From an optimization exercise on the open Yosys and OpenROAD flow, aimed at small area, a short achievable clock period and few clock cycles per item; shortcuts taken in it are not production practice.
In this exercise RTL edits were held to simulation tests only and were not proved equivalent to the original.
Power is estimated from default activity; no workload was simulated.

### Where the registers sit

(2 px per µm) Other sequential cells in the stronger grey, the rest of the logic in the fainter grey.
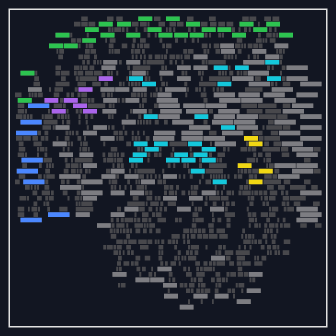
### Clock distribution

(3 px per µm)
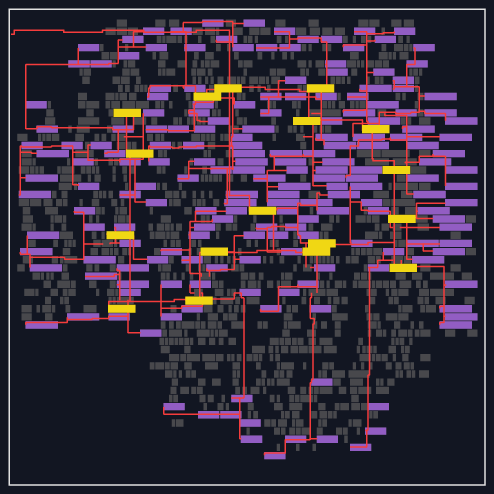
### PDN straps and rails

(3 px per µm) Pins as bars on the die edge.
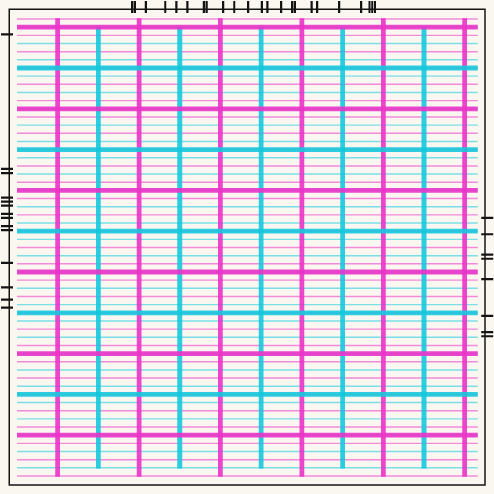
### M1 wires

(4 px per µm) Supply wires on this layer in grey.
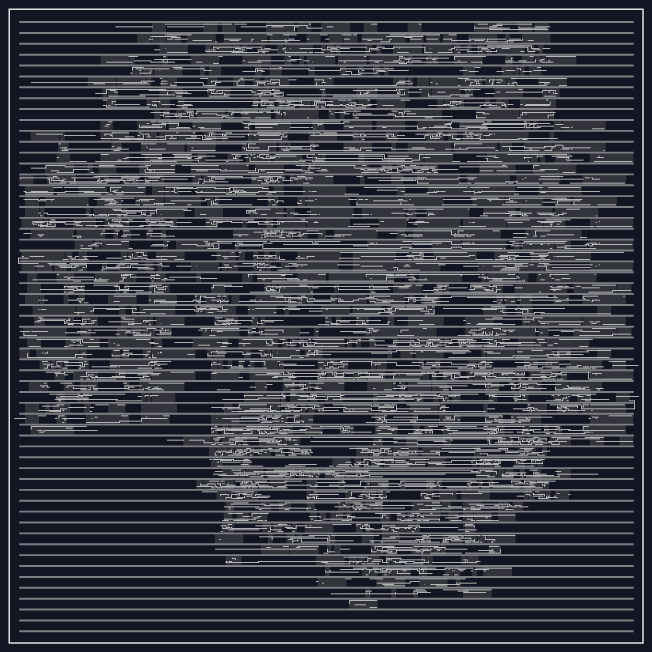
### The clock tree on the layout

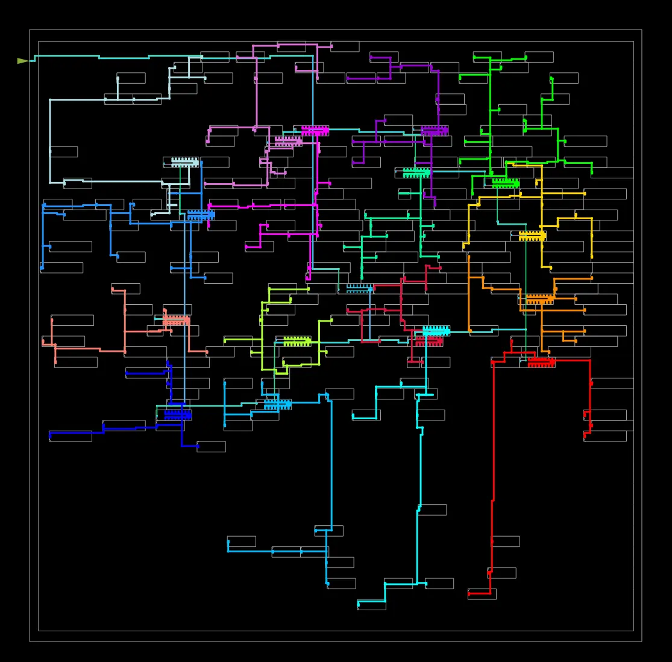
## flow/design.v

```verilog
`timescale 1ns / 1ps
module mult (
    input clk_i,
    input rst_i,
    input [31:0] a_bi,
    input [31:0] b_bi,
    input start_i,
    output busy_o,
    output [63:0] y_bo
);
  localparam IDLE = 1'b0;
  localparam WORK = 1'b1;
  reg [4:0] ctr;
  wire end_step;
  wire [7:0] part_sum;
  wire [23:0] shifted_part_sum;
  reg [7:0] a;
  reg [23:0] b;
  reg [23:0] part_res;
  reg [23:0] y;
  reg state;
  assign y_bo = {40'd0, y};
  assign part_sum = a & {8{b[ctr]}};
  assign shifted_part_sum = {16'd0, part_sum} << ctr;
  assign end_step = (ctr == 5'h16);
  assign busy_o = state;
  always @(posedge clk_i)
    if (rst_i) begin
      ctr <= 0;
      part_res <= 0;
      y <= 0;
      state <= IDLE;
    end else begin
      case (state)
        IDLE:
        if (start_i) begin
          state <= WORK;
          a <= a_bi[7:0];
          b <= b_bi[23:0];
          ctr <= 0;
          part_res <= 0;
        end
        WORK: begin
          if (end_step) begin
            state <= IDLE;
            y     <= part_res;
          end
          part_res <= part_res + shifted_part_sum;
          ctr <= ctr + 1;
        end
      endcase
    end
endmodule
`timescale 1ns / 1ps
module sqrt(
        input clk_i,
        input rst_i,
        input [7:0] x_bi,
        input start_i,
        output busy_o,
        output reg [7:0] y_bo
    );
    localparam IDLE = 1'b0;
    localparam WORK = 1'b1;
    reg [7:0] x;
    reg [7:0] m;
    reg [7:0] y;
    wire [7:0] y_shifted;
    reg [7:0] b;
    reg state;
    wire end_step;
    wire [7:0] b_tmp;
    assign end_step = (m == 0);
    assign busy_o = state;
    assign y_shifted = y >> 1;
    assign b_tmp = y | m;
    always @(posedge clk_i)
        if (rst_i) begin
            y <= 0;
            y_bo <= 0;
            state <= IDLE;
        end
        else begin
            case (state)
            IDLE:
                if (start_i) begin
                    state <= WORK;
                    x <= x_bi;
                    m <= 8'b01000000;
                    b <= 0;
                    y_bo <= 0;
                    y <= 0;
                end
            WORK:
                if (end_step) begin
                    state <= IDLE;
                    y_bo <= y;
                end else begin
                    b <= b_tmp;
                    if (x >= b_tmp) begin
                        x <= x - b_tmp;
                        y <= y_shifted | m;
                    end
                    else begin
                        y <= y_shifted;
                    end
                    m <= m >> 2;
                end
            endcase
        end
endmodule
`timescale 1ns / 1ps
module pow3 (
    input clk_i,
    input rst_i,
    input [7:0] x_bi,
    input start_i,
    output busy_o,
    output reg [23:0] y_bo
);
  localparam IDLE = 0;
  localparam WORK = 1;
  localparam WAIT_MUL = 2;
  localparam WORK2 = 3;
  localparam RETURN_RES = 4;
  reg [23:0] tmp_res;
  reg [2:0] state;
  wire [31:0] mul_a;
  wire [31:0] mul_b;
  reg mul_start;
  wire mul_busy;
  wire [23:0] mul_result;
  assign mul_a  = {{24{1'b0}}, x_bi} | 32'b0;
  assign mul_b  = {{8{1'b0}}, tmp_res} | 32'b0;
  assign busy_o = (state != IDLE);
  mult m (
      .clk_i(clk_i),
      .rst_i(rst_i),
      .a_bi(mul_a),
      .b_bi(mul_b),
      .start_i(mul_start),
      .busy_o(mul_busy),
      .y_bo(mul_result)
  );
  always @(posedge clk_i)
    if (rst_i) begin
      y_bo <= 0;
      state <= IDLE;
      mul_start <= 0;
    end else begin
      case (state)
        IDLE:
        if (start_i) begin
          state <= WORK;
          tmp_res <= {{16{1'b0}}, x_bi};
          mul_start <= 1'b1;
          state <= WORK;
        end
        WORK: begin
          mul_start <= 0;
          state <= WAIT_MUL;
        end
        WAIT_MUL: begin
          if (~mul_busy) begin
            tmp_res <= mul_result;
            mul_start <= 1'b1;
            state <= WORK2;
          end
        end
        WORK2: begin
          mul_start <= 0;
          state <= RETURN_RES;
        end
        RETURN_RES: begin
          if (~mul_busy) begin
            tmp_res <= mul_result;
            state <= IDLE;
            y_bo <= mul_result;
          end
        end
      endcase
    end
endmodule
`timescale 1ns / 1ps
module func (
    input clk_i,
    input rst_i,
    input [7:0] a_bi,
    input [7:0] b_bi,
    input start_i,
    output busy_o,
    output reg [24:0] y_bo
);
  localparam IDLE = 1'b0;
  localparam WORK = 1'b1;
  reg state;
  wire busy_sqrt;
  wire busy_pow;
  wire [7:0] sqrt_res;
  wire [23:0] pow_res;
  sqrt sq (
      .clk_i(clk_i),
      .rst_i(rst_i),
      .x_bi(b_bi),
      .start_i(start_i),
      .busy_o(busy_sqrt),
      .y_bo(sqrt_res)
  );
  pow3 pow (
      .clk_i(clk_i),
      .rst_i(rst_i),
      .x_bi(a_bi),
      .start_i(start_i),
      .busy_o(busy_pow),
      .y_bo(pow_res)
  );
  assign busy_o = state;
  always @(posedge clk_i)
    if (rst_i) begin
      y_bo  <= 0;
      state <= IDLE;
    end else begin
      case (state)
        IDLE:
        if (start_i) begin
          state <= WORK;
          y_bo  <= 0;
        end
        WORK: begin
          if ((~busy_sqrt) & (~busy_pow)) begin
            state <= IDLE;
            y_bo  <= {{17{1'b0}}, sqrt_res} + pow_res;
          end
        end
      endcase
    end
endmodule
```

## flow/run.sh

```bash
#!/bin/bash
# synth_recipe.tcl (not shown) runs the flow's synth.tcl, then flattens the netlist and writes it again
# the make line also repeats each setting of config.mk as NAME=value (left out here)
make -C /OpenROAD-flow-scripts/flow DESIGN_CONFIG=/design/flow/config.mk WORK_HOME=/design/flow/orfs CLKGATE_MAP_FILE= SYNTH_SCRIPT=/design/flow/synth_recipe.tcl finish
```

## flow/config.mk

```make
export PLATFORM = sky130hd
export DESIGN_NAME = func
export DESIGN_NICKNAME = func
export VERILOG_FILES = /design/flow/design.v
export SDC_FILE = /design/flow/constraint.sdc
export NUM_CORES = 4
export LEC_CHECK = 0
export CAP_MARGIN = 20
export CORE_MARGIN = 2
export CORE_UTILIZATION = 40
export SLEW_MARGIN = 20
```

## flow/constraint.sdc

```tcl
create_clock -name core_clock -period 5.0 [get_ports {clk_i}]
set_input_delay 1.0000 -clock core_clock [delete_from_list [all_inputs] [get_ports {clk_i}]]
set_output_delay 1.0000 -clock core_clock [all_outputs]
set_load 0.01 [all_outputs]
```

==> results.json <==
{
  "syn_area_per_cell_um2": 9.15,
  "top_power_group": "sequential cells",
  "maxCapViolCount": 0,
  "clock_latency_ns": 0.44,
  "cts_resized": 0,
  "grt_pass1_vias": 6981,
  "syn-num-nets": 1099,
  "p_per_area_nw_per_um2": 313,
  "grt_pass1_wl_um": 36700,
  "worst_r2r_endpoint": "pow.m.part_res[20]",
  "die_area_um2": 25000,
  "dp_hpwl_um": 16400,
  "synth-seq-area-share": 0.474,
  "synthTopCellsByArea": "dfxtp_1 26%, edfxtp_1 22%, nand2_1 6.5%",
  "wirelength_um": 22700,
  "arrival_ns": 5.07,
  "p_switching_uw": 884,
  "critPathLaunch": "pow.m.ctr[0]",
  "global_route.usage.met2": 0.307,
  "antenna_found_initial": 0,
  "synth_cell_type_count": 63,
  "synth_top_cells_by_count": "164 x nand2_1, 123 x dfxtp_1, 104 x nor2_1",
  "grt_max_degree": 77,
  "ctsHoldBuffers": 0,
  "critPathKind": "reg -> reg",
  "top_layer_used": "met4",
  "finalHoldViolations": 0,
  "track_usage": 0.189,
  "seqPwrFrac": 0.502,
  "ir_drop_mv": 0.198,
  "clockBufferDepth": 2,
  "netSwitchingFraction": 0.261,
  "cts_sinks": 191,
  "regMostFlops": "y_bo",
  "p_int_uw": 2500,
  "ant_nets": 0,
  "cp_data_required_time_ns": 5.37,
  "wl_met2_um": 10400,
  "mostFrequentLayoutCells": "164 x nand2_1, 123 x dfxtp_1, 103 x nor2_1",
  "final_common_cell": "nand2_1",
  "final.setup_skew_ns": 0.0160,
  "yosysWarnings": 5,
  "netlist_area_um2": 9490,
  "setup_tns_ns": 0,
  "nFillCells": 2292,
  "portBuffers": 44,
  "synthSimpleGateAreaFrac": 0.202,
  "synth_top_area_cell": "dfxtp_1",
  "slew_headroom": 0.373,
  "path_cells": "mux4_1 > a221oi_2 > a2bb2oi_2 > or2_2 > nor2_1 > ha_1 > fa_1 > a211oi_1 > o21ai_0 > nand3_1 > a21boi_0 > o31a_1 > o21a_1 > nor3_1 > a31o_2",
  "via_per_inst": 5.32,
  "synth_edf_count": 68,
  "rows": 56,
  "hold_depth": 0,
  "finalHoldWorstSlack_ns": 0.422,
  "syn_inst": 1038,
  "use_met1": 0.259,
  "drive_gt1_frac": 0.0794,
  "timing.final.crit_share": 0.939,
  "r2r_setup_slack_ns": 0.30,
  "synth_top_family_by_area": "simple AND/OR/NAND/NOR gates",
  "start_kind": "flop",
  "synth_compound_area_frac": 0.146,
  "cts_root_buf": "clkbuf_16",
  "routed-via-count": 7398,
  "cts_setup_buffers": 0,
  "seq_cell_power_uw": 1700,
  "coreArea_um2": 23400,
  "ys_ff_latch": 191,
  "post-route-util": 0.462,
  "fin_crit_ns": 4.70,
  "pwr-share-comb": 0.093,
  "busiest_layer": "met2",
  "clkTransAtPathRegs_ns": 0.07,
  "die_h_um": 158,
  "synthAdderAreaFrac": 0.0577,
  "pre_cts_ws_ns": 0.402,
  "pg_clk_uw": 1370,
  "place_congestion": 0.900,
  "dr.pass1.iters": 5,
  "io_pins": 45,
  "areaGrowthSynthToFinish_pct": 13.8,
  "hold_start": "pow.tmp_res[6]",
  "muxShareOfSynthArea": 0.0511,
  "start_util": 0.406,
  "r2r-start": "pow.m.ctr[0]",
  "crit_fanout": 11,
  "max_freq_mhz": 213,
  "fin_ws_ns": 0.305,
  "cts_tree": "yes",
  "slew_violations": 0,
  "hold_end": "pow.m.b[6]",
  "synth_xor_area_frac": 0.0360,
  "largest_reg_flops": 25,
  "synth_most_common_cell": "nand2_1",
  "critPathCaptureType": "flop",
  "tightest_slew_ns": 0.939,
  "wl_met1_um": 11200,
  "gr-usage-met3": 0.0345,
  "status": "no timing/DRC/antenna violations",
  "drc_errors": 0,
  "nets": 1119
}
Testbench counts, summed over its fixed seeds: cycles 124,800, items 2,400.
## Picture notes: 'Where the registers sit'
y_bo: shown in green, placed flops 25. pow.m.y: shown in cyan, placed flops 24. sq.x: shown in blue, placed flops 8, where left middle. pow.m.ctr: shown in yellow, placed flops 5, where right middle. sq.y_bo: shown in purple, placed flops 7.

## Picture notes: 'Clock distribution'
flip-flops: shown in purple, count 191. clock-net drivers: shown in yellow, count 17. clock wires: shown in red, length 2310 µm.
There are 18 routed clock nets.

## Picture notes: 'PDN straps and rails'
VSS: shown in magenta. VDD: shown in cyan.
The core has 56 rows. 11 straps on met4. 11 straps on met5. 45 signal pins sit on the boundary. 57 met1 rails follow the rows.

## Picture notes: 'M1 wires'
The wires run mostly horizontal. The layer holds 49% of the routed length. 1064 nets have wire on it. The longest straight run is 49.7 µm.

## Picture notes: 'The clock tree on the layout'
CTS Buf Count: 17
CTS H-Tree Depth: 4
num sequential: 191

cells by family after synthesis:
kind of cell | Yosys count
compound gates | 231
simple gates | 422
mux | 36
fa+ha+maj | 42
buf+inv | 77
flops | 191
xor+xnor | 39
layout make-up:
type | count | area (µm²) | share of cell area
Sequential cell | 191 | 4500 | 0.417
Clock buffer | 17 | 425 | 0.0394
Timing Repair Buffer | 56 | 528 | 0.0489
Clock inverter | 15 | 170 | 0.0158
Multi-Input combinational cell | 770 | 4690 | 0.434
Tap cell | 319 | 399 | 0.0370
Inverter | 22 | 82.6 | 0.00765
per-stage QoR:
| stage | area (µm²) | cells | total power, µW |
|---|---|---|---|
| final | 10800 | 1390 | 3380 |
| after global routing | 10800 | 1390 | 3530 |
| after CTS | 10800 | 1390 | 3420 |
| after detailed placement | 10200 | 1358 | 2050 |
| after global placement | 10200 | 1358 | 2050 |
| after floorplan | 9490 | 1038 | 1960 |
critical path: cells and delay by family, from the launching register on:
family	cells	cell delay, ns
compound gates	8	2.09
simple gates	4	0.70
mux	1	0.63
flops	1	0.56
fa+ha+maj	2	0.65

-- what the ideal ports hide --
In the flow no input, the clock included, has a driving cell. The finished layout below was timed again as built, in two steps. Step 1 (the two cells are an assumption about what drives the block):
set clk [get_ports {clk_i}]
set_driving_cell -lib_cell sky130_fd_sc_hd__clkbuf_16 $clk
set_driving_cell -lib_cell sky130_fd_sc_hd__buf_2 [delete_from_list [all_inputs] $clk]
Step 2 moves the port delays by t, midway between the first and last clock arrival at a register: inputs arrive t later, outputs are due t later. That takes back most of the time a late clock gives input paths. Three values: ideal ports, drivers, drivers and shift; two values: the first two.
t, ns: 0.475
setup slack, ns: 0.305 / 0.305 / 0.305
pins driven straight from the clock port: 1
After both steps setup and hold are still met in this run. The setup slack of this run moves by 0.000 ns with the drivers and by 0.000 ns with both steps.
